Context: an optimization exercise on an open-source flow, tuned for small area, a short achievable clock period and few clock cycles per item. The choices shown serve that exercise and are no tape-out recipe.
Function was checked by simulation only, so behaviour that the tests miss may differ from the original.

[flow/config.mk]
export PLATFORM = sky130hd
export DESIGN_NAME = ImageFilter
export DESIGN_NICKNAME = ImageFilter
export VERILOG_FILES = /design/flow/design.v
export SDC_FILE = /design/flow/constraint.sdc
export NUM_CORES = 4
export LEC_CHECK = 0
export CAP_MARGIN = 20
export CORE_MARGIN = 2
export CORE_UTILIZATION = 40
export SLEW_MARGIN = 20
[flow/constraint.sdc]
create_clock -name core_clock -period 7.0 [get_ports {clk}]
set_input_delay 1.4000 -clock core_clock [delete_from_list [all_inputs] [get_ports {clk}]]
set_output_delay 1.4000 -clock core_clock [all_outputs]
set_load 0.01 [all_outputs]
[flow/design.v]
module GrayscaleConverter #(
    parameter BIT_PER_PIXEL = 8,
    parameter NUM_PIXELS = 9
) (
    input
        clk,
        reset,
    input wire[BIT_PER_PIXEL-1:0]
        pixel_0_red,
        pixel_0_green,
        pixel_0_blue,
        pixel_1_red,
        pixel_1_green,
        pixel_1_blue,
        pixel_2_red,
        pixel_2_green,
        pixel_2_blue,
        pixel_3_red,
        pixel_3_green,
        pixel_3_blue,
        pixel_4_red,
        pixel_4_green,
        pixel_4_blue,
        pixel_5_red,
        pixel_5_green,
        pixel_5_blue,
        pixel_6_red,
        pixel_6_green,
        pixel_6_blue,
        pixel_7_red,
        pixel_7_green,
        pixel_7_blue,
        pixel_8_red,
        pixel_8_green,
        pixel_8_blue,
    output reg[BIT_PER_PIXEL-1:0]
        pixel_0_out,
        pixel_1_out,
        pixel_2_out,
        pixel_3_out,
        pixel_4_out,
        pixel_5_out,
        pixel_6_out,
        pixel_7_out,
        pixel_8_out
);
localparam TMP_WIRE_WIDTH = 10;   
wire [TMP_WIRE_WIDTH-1:0] pixelwise_sums [NUM_PIXELS-1:0];
wire [TMP_WIRE_WIDTH-1:0] pixelwise_means [NUM_PIXELS-1:0];
wire [BIT_PER_PIXEL-1:0] pixel_0_out_tmp;
wire [BIT_PER_PIXEL-1:0] pixel_1_out_tmp;
wire [BIT_PER_PIXEL-1:0] pixel_2_out_tmp;
wire [BIT_PER_PIXEL-1:0] pixel_3_out_tmp;
wire [BIT_PER_PIXEL-1:0] pixel_4_out_tmp;
wire [BIT_PER_PIXEL-1:0] pixel_5_out_tmp;
wire [BIT_PER_PIXEL-1:0] pixel_6_out_tmp;
wire [BIT_PER_PIXEL-1:0] pixel_7_out_tmp;
wire [BIT_PER_PIXEL-1:0] pixel_8_out_tmp;
assign pixelwise_sums[0] = pixel_0_red + pixel_0_green + pixel_0_blue;
assign pixelwise_sums[1] = pixel_1_red + pixel_1_green + pixel_1_blue;
assign pixelwise_sums[2] = pixel_2_red + pixel_2_green + pixel_2_blue;
assign pixelwise_sums[3] = pixel_3_red + pixel_3_green + pixel_3_blue;
assign pixelwise_sums[4] = pixel_4_red + pixel_4_green + pixel_4_blue;
assign pixelwise_sums[5] = pixel_5_red + pixel_5_green + pixel_5_blue;
assign pixelwise_sums[6] = pixel_6_red + pixel_6_green + pixel_6_blue;
assign pixelwise_sums[7] = pixel_7_red + pixel_7_green + pixel_7_blue;
assign pixelwise_sums[8] = pixel_8_red + pixel_8_green + pixel_8_blue;
assign pixelwise_means[0] = pixelwise_sums[0] / 3;
assign pixelwise_means[1] = pixelwise_sums[1] / 3;
assign pixelwise_means[2] = pixelwise_sums[2] / 3;
assign pixelwise_means[3] = pixelwise_sums[3] / 3;
assign pixelwise_means[4] = pixelwise_sums[4] / 3;
assign pixelwise_means[5] = pixelwise_sums[5] / 3;
assign pixelwise_means[6] = pixelwise_sums[6] / 3;
assign pixelwise_means[7] = pixelwise_sums[7] / 3;
assign pixelwise_means[8] = pixelwise_sums[8] / 3;
assign pixel_0_out_tmp = pixelwise_means[0][BIT_PER_PIXEL-1:0];
assign pixel_1_out_tmp = pixelwise_means[1][BIT_PER_PIXEL-1:0];
assign pixel_2_out_tmp = pixelwise_means[2][BIT_PER_PIXEL-1:0];
assign pixel_3_out_tmp = pixelwise_means[3][BIT_PER_PIXEL-1:0];
assign pixel_4_out_tmp = pixelwise_means[4][BIT_PER_PIXEL-1:0];
assign pixel_5_out_tmp = pixelwise_means[5][BIT_PER_PIXEL-1:0];
assign pixel_6_out_tmp = pixelwise_means[6][BIT_PER_PIXEL-1:0];
assign pixel_7_out_tmp = pixelwise_means[7][BIT_PER_PIXEL-1:0];
assign pixel_8_out_tmp = pixelwise_means[8][BIT_PER_PIXEL-1:0];
always @(posedge clk, posedge reset) begin
    if (reset) begin
        pixel_0_out <= 8'h00;
        pixel_1_out <= 8'h00;
        pixel_2_out <= 8'h00;
        pixel_3_out <= 8'h00;
        pixel_4_out <= 8'h00;
        pixel_5_out <= 8'h00;
        pixel_6_out <= 8'h00;
        pixel_7_out <= 8'h00;
        pixel_8_out <= 8'h00;
    end else begin
        pixel_0_out <= pixel_0_out_tmp;
        pixel_1_out <= pixel_1_out_tmp;
        pixel_2_out <= pixel_2_out_tmp;
        pixel_3_out <= pixel_3_out_tmp;
        pixel_4_out <= pixel_4_out_tmp;
        pixel_5_out <= pixel_5_out_tmp;
        pixel_6_out <= pixel_6_out_tmp;
        pixel_7_out <= pixel_7_out_tmp;
        pixel_8_out <= pixel_8_out_tmp;
    end
end
endmodule
module Convolver #(
    parameter BIT_PER_PIXEL = 8,
    parameter NUM_PIXELS = 9
) (
    input
        clk,
        reset,
        mode,
    input wire[BIT_PER_PIXEL-1:0]
        pixel_0,
        pixel_1,
        pixel_2,
        pixel_3,
        pixel_4,
        pixel_5,
        pixel_6,
        pixel_7,
        pixel_8,
    output wire[BIT_PER_PIXEL-1:0]
        conv_out
);
parameter TMP_WIRE_WIDTH = 12;   
reg[TMP_WIRE_WIDTH-1:0] conv_out_tmp;
reg[TMP_WIRE_WIDTH-1:0] conv_out_tmp_sum_of_positive;
reg[TMP_WIRE_WIDTH-1:0] conv_out_tmp_sum_of_negative;
assign conv_out = (conv_out_tmp_sum_of_negative>conv_out_tmp_sum_of_positive) ? 8'h00 :
                  (|conv_out_tmp[TMP_WIRE_WIDTH-1:8]) ? 8'hff : conv_out_tmp[BIT_PER_PIXEL-1:0];
always @(posedge clk, posedge reset) begin
    if (reset) begin
        conv_out_tmp <= 8'b00000000;
    end
    else begin
        if (mode) begin
            conv_out_tmp <= pixel_1 + pixel_3 - 4*pixel_4 + pixel_5 + pixel_7;
            conv_out_tmp_sum_of_positive <= pixel_1 + pixel_3 + pixel_5 + pixel_7;
            conv_out_tmp_sum_of_negative <= 4*pixel_4;
        end
        else begin
            conv_out_tmp <= pixel_0 + 2*pixel_1 + pixel_2 + 2*pixel_3 - 12*pixel_4 + 2*pixel_5 + pixel_6 + 2*pixel_7 + pixel_8;
            conv_out_tmp_sum_of_positive <= pixel_0 + 2*pixel_1 + pixel_2 + 2*pixel_3 + 2*pixel_5 + pixel_6 + 2*pixel_7 + pixel_8;
            conv_out_tmp_sum_of_negative <= 12*pixel_4;
        end
    end
end
endmodule
module ImageFilter #(
    parameter BIT_PER_PIXEL = 8,
    parameter NUM_PIXELS = 9
) (
    input clk,
    input reset,
    input wire[3:0] address,
    input read,
    output wire[31:0] readdata,
    input write,
    input wire[31:0] writedata,
    output reg waitrequest,
    input wire[3:0] SW
);
localparam PIXEL_0_ADDR = 4'b0000;
localparam PIXEL_1_ADDR = 4'b0001;
localparam PIXEL_2_ADDR = 4'b0010;
localparam PIXEL_3_ADDR = 4'b0011;
localparam PIXEL_4_ADDR = 4'b0100;
localparam PIXEL_5_ADDR = 4'b0101;
localparam PIXEL_6_ADDR = 4'b0110;
localparam PIXEL_7_ADDR = 4'b0111;
localparam PIXEL_8_ADDR = 4'b1000;
localparam IDLE = 3'b000;
localparam READING = 3'b001;
localparam INPUTTING = 3'b010;
localparam GRAYSCALING = 3'b011;
localparam CONVOLVING = 3'b100;
localparam OUTPUTREADY = 3'b101;
reg [2:0] state;
reg[BIT_PER_PIXEL-1:0] pixel_0_red_tmp;
reg[BIT_PER_PIXEL-1:0] pixel_0_green_tmp;
reg[BIT_PER_PIXEL-1:0] pixel_0_blue_tmp;
reg[BIT_PER_PIXEL-1:0] pixel_1_red_tmp;
reg[BIT_PER_PIXEL-1:0] pixel_1_green_tmp;
reg[BIT_PER_PIXEL-1:0] pixel_1_blue_tmp;
reg[BIT_PER_PIXEL-1:0] pixel_2_red_tmp;
reg[BIT_PER_PIXEL-1:0] pixel_2_green_tmp;
reg[BIT_PER_PIXEL-1:0] pixel_2_blue_tmp;
reg[BIT_PER_PIXEL-1:0] pixel_3_red_tmp;
reg[BIT_PER_PIXEL-1:0] pixel_3_green_tmp;
reg[BIT_PER_PIXEL-1:0] pixel_3_blue_tmp;
reg[BIT_PER_PIXEL-1:0] pixel_4_red_tmp;
reg[BIT_PER_PIXEL-1:0] pixel_4_green_tmp;
reg[BIT_PER_PIXEL-1:0] pixel_4_blue_tmp;
reg[BIT_PER_PIXEL-1:0] pixel_5_red_tmp;
reg[BIT_PER_PIXEL-1:0] pixel_5_green_tmp;
reg[BIT_PER_PIXEL-1:0] pixel_5_blue_tmp;
reg[BIT_PER_PIXEL-1:0] pixel_6_red_tmp;
reg[BIT_PER_PIXEL-1:0] pixel_6_green_tmp;
reg[BIT_PER_PIXEL-1:0] pixel_6_blue_tmp;
reg[BIT_PER_PIXEL-1:0] pixel_7_red_tmp;
reg[BIT_PER_PIXEL-1:0] pixel_7_green_tmp;
reg[BIT_PER_PIXEL-1:0] pixel_7_blue_tmp;
reg[BIT_PER_PIXEL-1:0] pixel_8_red_tmp;
reg[BIT_PER_PIXEL-1:0] pixel_8_green_tmp;
reg[BIT_PER_PIXEL-1:0] pixel_8_blue_tmp;
reg[BIT_PER_PIXEL-1:0] pixel_0_red;
reg[BIT_PER_PIXEL-1:0] pixel_0_green;
reg[BIT_PER_PIXEL-1:0] pixel_0_blue;
reg[BIT_PER_PIXEL-1:0] pixel_1_red;
reg[BIT_PER_PIXEL-1:0] pixel_1_green;
reg[BIT_PER_PIXEL-1:0] pixel_1_blue;
reg[BIT_PER_PIXEL-1:0] pixel_2_red;
reg[BIT_PER_PIXEL-1:0] pixel_2_green;
reg[BIT_PER_PIXEL-1:0] pixel_2_blue;
reg[BIT_PER_PIXEL-1:0] pixel_3_red;
reg[BIT_PER_PIXEL-1:0] pixel_3_green;
reg[BIT_PER_PIXEL-1:0] pixel_3_blue;
reg[BIT_PER_PIXEL-1:0] pixel_4_red;
reg[BIT_PER_PIXEL-1:0] pixel_4_green;
reg[BIT_PER_PIXEL-1:0] pixel_4_blue;
reg[BIT_PER_PIXEL-1:0] pixel_5_red;
reg[BIT_PER_PIXEL-1:0] pixel_5_green;
reg[BIT_PER_PIXEL-1:0] pixel_5_blue;
reg[BIT_PER_PIXEL-1:0] pixel_6_red;
reg[BIT_PER_PIXEL-1:0] pixel_6_green;
reg[BIT_PER_PIXEL-1:0] pixel_6_blue;
reg[BIT_PER_PIXEL-1:0] pixel_7_red;
reg[BIT_PER_PIXEL-1:0] pixel_7_green;
reg[BIT_PER_PIXEL-1:0] pixel_7_blue;
reg[BIT_PER_PIXEL-1:0] pixel_8_red;
reg[BIT_PER_PIXEL-1:0] pixel_8_green;
reg[BIT_PER_PIXEL-1:0] pixel_8_blue;
wire[BIT_PER_PIXEL-1:0] pixel_0_out;
wire[BIT_PER_PIXEL-1:0] pixel_1_out;
wire[BIT_PER_PIXEL-1:0] pixel_2_out;
wire[BIT_PER_PIXEL-1:0] pixel_3_out;
wire[BIT_PER_PIXEL-1:0] pixel_4_out;
wire[BIT_PER_PIXEL-1:0] pixel_5_out;
wire[BIT_PER_PIXEL-1:0] pixel_6_out;
wire[BIT_PER_PIXEL-1:0] pixel_7_out;
wire[BIT_PER_PIXEL-1:0] pixel_8_out;
GrayscaleConverter #(
    .BIT_PER_PIXEL (BIT_PER_PIXEL),
    .NUM_PIXELS (NUM_PIXELS)
) grayscale_converter(
    .clk (clk),
    .reset (reset),
    .pixel_0_red (pixel_0_red),
    .pixel_0_green (pixel_0_green),
    .pixel_0_blue (pixel_0_blue),
    .pixel_1_red (pixel_1_red),
    .pixel_1_green (pixel_1_green),
    .pixel_1_blue (pixel_1_blue),
    .pixel_2_red (pixel_2_red),
    .pixel_2_green (pixel_2_green),
    .pixel_2_blue (pixel_2_blue),
    .pixel_3_red (pixel_3_red),
    .pixel_3_green (pixel_3_green),
    .pixel_3_blue (pixel_3_blue),
    .pixel_4_red (pixel_4_red),
    .pixel_4_green (pixel_4_green),
    .pixel_4_blue (pixel_4_blue),
    .pixel_5_red (pixel_5_red),
    .pixel_5_green (pixel_5_green),
    .pixel_5_blue (pixel_5_blue),
    .pixel_6_red (pixel_6_red),
    .pixel_6_green (pixel_6_green),
    .pixel_6_blue (pixel_6_blue),
    .pixel_7_red (pixel_7_red),
    .pixel_7_green (pixel_7_green),
    .pixel_7_blue (pixel_7_blue),
    .pixel_8_red (pixel_8_red),
    .pixel_8_green (pixel_8_green),
    .pixel_8_blue (pixel_8_blue),
    .pixel_0_out (pixel_0_out),
    .pixel_1_out (pixel_1_out),
    .pixel_2_out (pixel_2_out),
    .pixel_3_out (pixel_3_out),
    .pixel_4_out (pixel_4_out),
    .pixel_5_out (pixel_5_out),
    .pixel_6_out (pixel_6_out),
    .pixel_7_out (pixel_7_out),
    .pixel_8_out (pixel_8_out)
);
wire[BIT_PER_PIXEL-1:0] conv_out;
Convolver #(
    .BIT_PER_PIXEL (BIT_PER_PIXEL),
    .NUM_PIXELS (NUM_PIXELS)
) convolver(
    .clk (clk),
    .reset (reset),
    .mode (SW[0]),
    .pixel_0 (pixel_0_out),
    .pixel_1 (pixel_1_out),
    .pixel_2 (pixel_2_out),
    .pixel_3 (pixel_3_out),
    .pixel_4 (pixel_4_out),
    .pixel_5 (pixel_5_out),
    .pixel_6 (pixel_6_out),
    .pixel_7 (pixel_7_out),
    .pixel_8 (pixel_8_out),
    .conv_out (conv_out)
);
assign readdata = {{3{8'h00}}, conv_out};
always @(posedge clk, posedge reset) begin
    if (reset) begin
        state <= IDLE;
        pixel_0_red <= 8'h00;
        pixel_0_green <= 8'h00;
        pixel_0_blue <= 8'h00;
        pixel_1_red <= 8'h00;
        pixel_1_green <= 8'h00;
        pixel_1_blue <= 8'h00;
        pixel_2_red <= 8'h00;
        pixel_2_green <= 8'h00;
        pixel_2_blue <= 8'h00;
        pixel_3_red <= 8'h00;
        pixel_3_green <= 8'h00;
        pixel_3_blue <= 8'h00;
        pixel_4_red <= 8'h00;
        pixel_4_green <= 8'h00;
        pixel_4_blue <= 8'h00;
        pixel_5_red <= 8'h00;
        pixel_5_green <= 8'h00;
        pixel_5_blue <= 8'h00;
        pixel_6_red <= 8'h00;
        pixel_6_green <= 8'h00;
        pixel_6_blue <= 8'h00;
        pixel_7_red <= 8'h00;
        pixel_7_green <= 8'h00;
        pixel_7_blue <= 8'h00;
        pixel_8_red <= 8'h00;
        pixel_8_green <= 8'h00;
        pixel_8_blue <= 8'h00;
        pixel_0_red_tmp <= 8'h00;
        pixel_0_green_tmp <= 8'h00;
        pixel_0_blue_tmp <= 8'h00;
        pixel_1_red_tmp <= 8'h00;
        pixel_1_green_tmp <= 8'h00;
        pixel_1_blue_tmp <= 8'h00;
        pixel_2_red_tmp <= 8'h00;
        pixel_2_green_tmp <= 8'h00;
        pixel_2_blue_tmp <= 8'h00;
        pixel_3_red_tmp <= 8'h00;
        pixel_3_green_tmp <= 8'h00;
        pixel_3_blue_tmp <= 8'h00;
        pixel_4_red_tmp <= 8'h00;
        pixel_4_green_tmp <= 8'h00;
        pixel_4_blue_tmp <= 8'h00;
        pixel_5_red_tmp <= 8'h00;
        pixel_5_green_tmp <= 8'h00;
        pixel_5_blue_tmp <= 8'h00;
        pixel_6_red_tmp <= 8'h00;
        pixel_6_green_tmp <= 8'h00;
        pixel_6_blue_tmp <= 8'h00;
        pixel_7_red_tmp <= 8'h00;
        pixel_7_green_tmp <= 8'h00;
        pixel_7_blue_tmp <= 8'h00;
        pixel_8_red_tmp <= 8'h00;
        pixel_8_green_tmp <= 8'h00;
        pixel_8_blue_tmp <= 8'h00;
        waitrequest <= 0;
    end
    else begin
        case (state)
            IDLE: begin
                if (write) begin
                    pixel_0_red_tmp <= writedata[7:0];
                    pixel_0_green_tmp <= writedata[15:8];
                    pixel_0_blue_tmp <= writedata[23:16];
                    state <= READING;
                end
                else begin
                    state <= IDLE;
                end
            end
            READING: begin
                if (write) begin
                    case (address)
                        PIXEL_1_ADDR: begin
                            pixel_1_red_tmp <= writedata[7:0];
                            pixel_1_green_tmp <= writedata[15:8];
                            pixel_1_blue_tmp <= writedata[23:16];
                            state <= READING;
                        end
                        PIXEL_2_ADDR: begin
                            pixel_2_red_tmp <= writedata[7:0];
                            pixel_2_green_tmp <= writedata[15:8];
                            pixel_2_blue_tmp <= writedata[23:16];
                            state <= READING;
                        end
                        PIXEL_3_ADDR: begin
                            pixel_3_red_tmp <= writedata[7:0];
                            pixel_3_green_tmp <= writedata[15:8];
                            pixel_3_blue_tmp <= writedata[23:16];
                            state <= READING;
                        end
                        PIXEL_4_ADDR: begin
                            pixel_4_red_tmp <= writedata[7:0];
                            pixel_4_green_tmp <= writedata[15:8];
                            pixel_4_blue_tmp <= writedata[23:16];
                            state <= READING;
                        end
                        PIXEL_5_ADDR: begin
                            pixel_5_red_tmp <= writedata[7:0];
                            pixel_5_green_tmp <= writedata[15:8];
                            pixel_5_blue_tmp <= writedata[23:16];
                            state <= READING;
                        end
                        PIXEL_6_ADDR: begin
                            pixel_6_red_tmp <= writedata[7:0];
                            pixel_6_green_tmp <= writedata[15:8];
                            pixel_6_blue_tmp <= writedata[23:16];
                            state <= READING;
                        end
                        PIXEL_7_ADDR: begin
                            pixel_7_red_tmp <= writedata[7:0];
                            pixel_7_green_tmp <= writedata[15:8];
                            pixel_7_blue_tmp <= writedata[23:16];
                            state <= READING;
                        end
                        PIXEL_8_ADDR: begin
                            pixel_8_red_tmp <= writedata[7:0];
                            pixel_8_green_tmp <= writedata[15:8];
                            pixel_8_blue_tmp <= writedata[23:16];
                            state <= INPUTTING;
                            waitrequest <= 1'b1;
                        end
                        default: begin
                            state <= IDLE;
                        end
                    endcase
                end
            end
            INPUTTING: begin
                pixel_0_red <= pixel_0_red_tmp;
                pixel_0_green <= pixel_0_green_tmp;
                pixel_0_blue <= pixel_0_blue_tmp;
                pixel_1_red <= pixel_1_red_tmp;
                pixel_1_green <= pixel_1_green_tmp;
                pixel_1_blue <= pixel_1_blue_tmp;
                pixel_2_red <= pixel_2_red_tmp;
                pixel_2_green <= pixel_2_green_tmp;
                pixel_2_blue <= pixel_2_blue_tmp;
                pixel_3_red <= pixel_3_red_tmp;
                pixel_3_green <= pixel_3_green_tmp;
                pixel_3_blue <= pixel_3_blue_tmp;
                pixel_4_red <= pixel_4_red_tmp;
                pixel_4_green <= pixel_4_green_tmp;
                pixel_4_blue <= pixel_4_blue_tmp;
                pixel_5_red <= pixel_5_red_tmp;
                pixel_5_green <= pixel_5_green_tmp;
                pixel_5_blue <= pixel_5_blue_tmp;
                pixel_6_red <= pixel_6_red_tmp;
                pixel_6_green <= pixel_6_green_tmp;
                pixel_6_blue <= pixel_6_blue_tmp;
                pixel_7_red <= pixel_7_red_tmp;
                pixel_7_green <= pixel_7_green_tmp;
                pixel_7_blue <= pixel_7_blue_tmp;
                pixel_8_red <= pixel_8_red_tmp;
                pixel_8_green <= pixel_8_green_tmp;
                pixel_8_blue <= pixel_8_blue_tmp;
                state <= GRAYSCALING;
                waitrequest <= 1'b1;
            end
            GRAYSCALING: begin
                state <= CONVOLVING;
            end
            CONVOLVING: begin
                state <= OUTPUTREADY;
            end
            OUTPUTREADY: begin
                waitrequest <= 1'b0;
                if (read) begin
                    state <= IDLE;
                end
                else begin
                    state <= OUTPUTREADY;
                end
            end
            default: begin
                state <= IDLE;
            end
        endcase
    end
end
endmodule
[flow/run.sh]
#!/bin/bash
# synth_recipe.tcl (not shown) runs the flow's synth.tcl, then flattens the netlist and writes it again
# the make line also repeats each setting of config.mk as NAME=value (left out here)
make -C /OpenROAD-flow-scripts/flow DESIGN_CONFIG=/design/flow/config.mk WORK_HOME=/design/flow/orfs CLKGATE_MAP_FILE= SYNTH_SCRIPT=/design/flow/synth_recipe.tcl finish
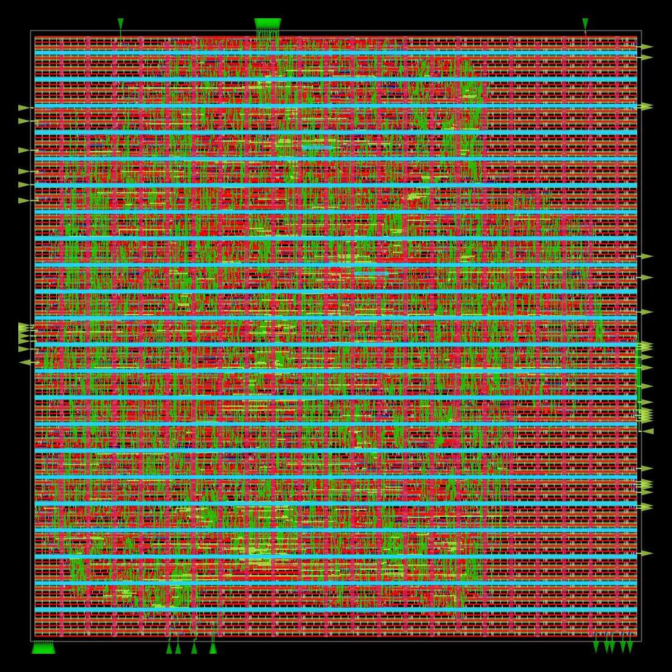
**Above:** top view of the die.
design area: 0.0428 mm^2
final core occ: 0.451
Row Count: 113

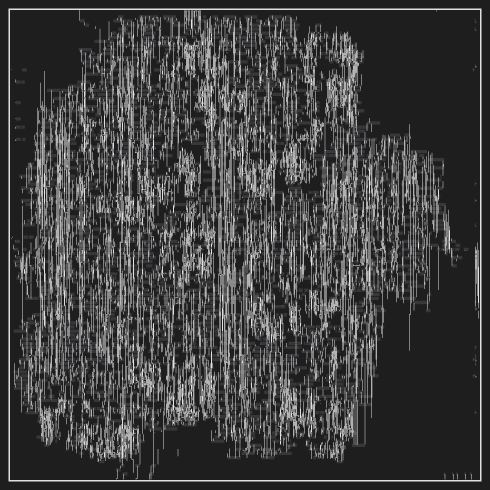
**Above:** signal wires on met2.
(1.5 px per um) Cells faint in the background.
share of all routed wire	45%
wire length on this layer	43.5 mm
Total Routed Length: 96,100 um
vias post-DR: 28,400
met2 Use GR: 0.309

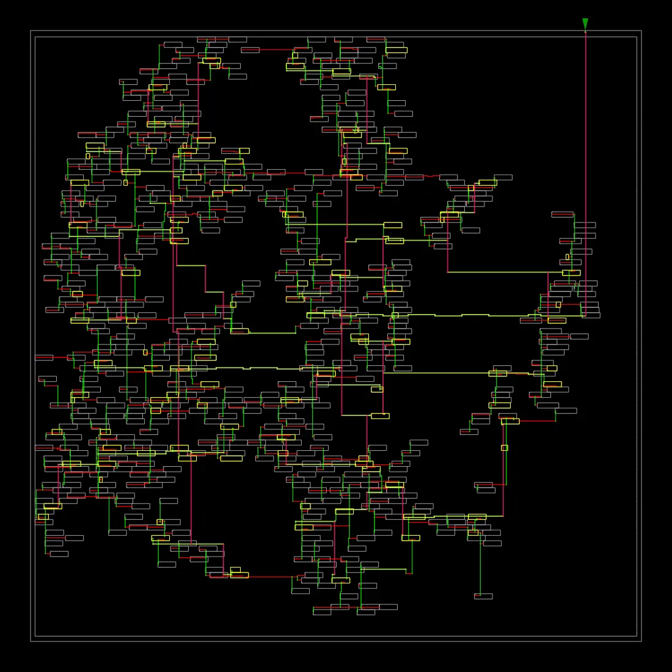
**Above:** the clock network.
Num Clock Sinks: 542
total CTS buffers: 66
flip-flop and latch count: 542
Clk Latency, worst-skew pair: 0.62 ns

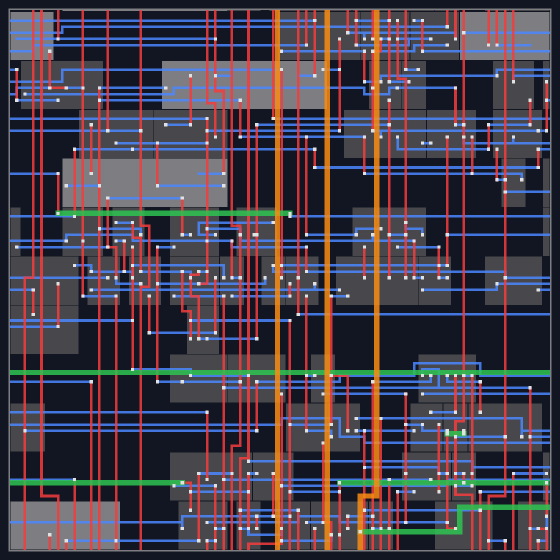
**Above:** layout detail.
Window x 142 to 172, y 204 to 234 um. Cells in gray, sequential cells in the stronger gray; small squares are vias.
color	layer
orange	M4
red	M2
blue	M1
green	M3
most frequent	nor2_1 (6), ha_1 (5)
netlist names of flops here include	`pixel_6_blue` (2)
sequential cells in the window	4
cells with their middle in the window	55

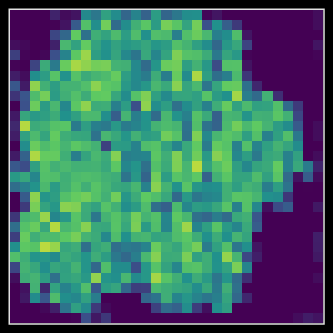
**Above:** placement density heat map.
(1 px per um) 31 x 31 tiles, from dark purple (low) to yellow (high), 0 to 100% covered.
tiles over 75% full	8.2%
emptiest ninth of the die	bottom right
fullest tile	90%
nearly empty tiles	21%
mean over tiles	42%
Core ar.: 0.0949 mm^2
initial core utilization: 0.403

==> results.yml <==
outcome:
  status: "finished clean"
sta:
  max_slew_margin: 0.248
  rsz0062_at_grt: "yes"
  fin_skew_ns: 0.0406
  setup_viol: 0
  fin_setup_tns_ns: 0
  fmax_mhz: 150
  finalCriticalPeriod_ns: 6.67
  worstMarginPinSlew_ns: 1.12
  slew_violations: 0
  hold_violations: 0
  fin_ws_ns: 0.333
  finalCritPeriodShare: 0.952
synth:
  synth_area_mm2: 0.0383
  netlist-cell-type-count: 120
  syn-instance-count: 3785
  seq_area_frac_synth: 0.357
  synth_ff_type: "dfrtp_1"
  synth_top_area_cell: "dfrtp_1"
  synth_top_cells_by_count: "dfrtp_1 (520), mux2_2 (423), inv_1 (290)"
  synth_most_common_cell: "dfrtp_1"
  synthTopCellsByArea: "dfrtp_1 (34%), mux2_2 (12%), ha_1 (8.9%)"
  syn_avg_cell_area_um2: 10.1
  ys.warnings.count: 3
  ys_seq_elements: 542
  async_flop_share: 0.959
  synth_top_area_frac: 0.340
  synth_edf_count: 22
placed_design:
  dp_worst_setup_slack_ns: 0.111
  place_hpwl_um: 69300
  gp_congestion: 0.883
  io_buffers: 41
worst_setup_path:
  crit_path_start_kind: "flop"
  slowest_delay_ns: 0.43
  cp.required_ns: 7.47
  worst_ep_arrival_time_ns: 7.14
  reg2reg_depth: 29
  reg2reg_from: "pixel_5_green[0]$_DFFE_PP0P_"
  path_common_cell: "ha_1"
  crit_slowest_cell: "a2111oi_4"
  path_buf_inv: 1
  critPathTopFamily: "compound AO/OA/AOI/OAI gates"
  regToRegSetupSlack_ns: 0.33
  crit_fanout: 7
  r2r-end: "grayscale_converter.pixel_5_out[0]$_DFF_PP0_"
  worstSetupPathType: "reg2reg"
  worstSetupEndpointType: "flop"
cells_and_area:
  layout-drive-gt1-share: 0.189
  final_cell_mix: "dfrtp_1 (520), mux2_2 (423), inv_1 (289), ha_1 (270), nand2_1 (241)"
  fin_nets: 4272
  final_common_cell: "dfrtp_1"
  syn_to_final_growth_pct: 11.9
  reg_top3: "convolver.conv_out_tmp: 12 flops, convolver.conv_out_tmp_sum_of_positive: 12 flops, convolver.conv_out_tmp_sum_of_negative: 10 flops"
detailed_routing:
  viasPerCell: 5.49
  drtPass1Iterations: 5
  final_antenna_net_count: 0
  drc: 0
  drtIter0Drc: 1797
  wire_per_inst_um: 18.6
clocking:
  htreeDepth: 3
  ctsResizeCount: 0
  clk_path_buf_depth: 3
  clk_pin_slew_worst_paths_ns: 0.06
  ctsHoldBuffers: 0
  cts_tree: "yes"
  post_cts_buffers: 0
  cts_root_buf: "clkbuf_16"
global_route:
  grt-ovfl-total: 0
  grt_pass1_wl_um: 152000
  antenna_found_initial: 13
  grt_usage: 0.195
  grt_max_degree: 176
  grt_pass1_vias: 27000
hold_path:
  hold_end: "pixel_0_red[1]$_DFFE_PP0P_"
  hp-class: "reg2reg"
  min_from: "pixel_0_red_tmp[1]$_DFFE_PP0P_"
  hold_depth: 2
flow_run:
  cap_violations: 0
die:
  die-area_mm2: 0.0982
  io-pin-count: 77
  fp.dieW_um: 313
  die_y_um: 313
Testbench counts, summed over its fixed seeds: cycles 22,400, items 1,600.
## cell type report
type / count / area [um^2]
Antenna cell: 2 / 5.00
Clock buffer: 93 / 2020
Clock inverter: 24 / 334
Fill cell: 8951 / 52000
Inverter: 292 / 1100
Multi-Input combinational cell: 2838 / 23100
Sequential cell: 542 / 13700
Tap cell: 1265 / 1580
Timing Repair Buffer: 111 / 986
## per-stage QoR
stage,util,area (um^2),std cells,hold WS (ns)
2_1_floorplan,-,38400,3808,0.444
3_3_place_gp,0.424,40300,5042,0.454
3_5_place_dp,0.424,40300,5042,0.463
4_1_cts,0.449,42600,5159,0.472
5_1_grt,0.451,42800,5165,0.497
6_report,0.451,42800,5167,0.458
## worst max path at each step
stage                            startpoint                                                        to  slack, ns  depth (start not counted)
2_1_floorplan                         reset  convolver.conv_out_tmp_sum_of_negative[10]$_SDFFCE_PP0N_      -3.78                          1
3_3_place_gp   pixel_5_green[1]$_DFFE_PP0P_              grayscale_converter.pixel_5_out[0]$_DFF_PP0_       0.23                         27
3_5_place_dp   pixel_5_green[1]$_DFFE_PP0P_              grayscale_converter.pixel_5_out[0]$_DFF_PP0_       0.11                         27
4_1_cts        pixel_5_green[1]$_DFFE_PP0P_              grayscale_converter.pixel_5_out[0]$_DFF_PP0_       0.12                         27
5_1_grt        pixel_5_green[0]$_DFFE_PP0P_              grayscale_converter.pixel_5_out[0]$_DFF_PP0_      -0.07                         29
6_report       pixel_5_green[0]$_DFFE_PP0P_              grayscale_converter.pixel_5_out[0]$_DFF_PP0_       0.33                         29
## per-layer routing
metal | wire length [um] | GRT usage | vias up
met5 | 29 | 0 | -
met1 | 46000 | 0.278 | 13900
li1 | - | - | 13700
met2 | 43500 | 0.309 | 637
met4 | 2340 | 0.0565 | 4
met3 | 4220 | 0.0263 | 131
## kinds of logic after synthesis
kind of cell    count (synthesis)  synth area share
xor+xnor                      215            0.0494
buf+inv                       428            0.0460
mux                           449             0.132
simple gates                  889             0.113
other cells                     1         0.0000980
flops                         542             0.357
compound gates                883             0.158
fa+ha+maj                     378             0.144

[static timing again, ports no longer ideal]
The flow's constraints put no driver on any port. The routed layout listed below was extracted and timed again, unchanged, in two steps. Step 1 (the two cells are an assumption about what drives the block):
set clk [get_ports {clk}]
set_driving_cell -lib_cell sky130_fd_sc_hd__clkbuf_16 $clk
set_driving_cell -lib_cell sky130_fd_sc_hd__buf_2 [delete_from_list [all_inputs] $clk]
Step 2, shift: input delay + t, output delay - t, t = (earliest + latest rising clock arrival at the registers) / 2. This alone moves slack from input paths to output paths. a / b / c = ideal ports / drivers / drivers and shift; a / b = the first two.
shift t [ns]: 0.671
setup WS [ns]: 0.333 / 0.333 / 0.333
worst setup path at the end: register to register
After both steps this run still meets setup and hold. For this run, drivers alone change the setup slack by 0.000 ns; drivers and shift together by 0.000 ns.
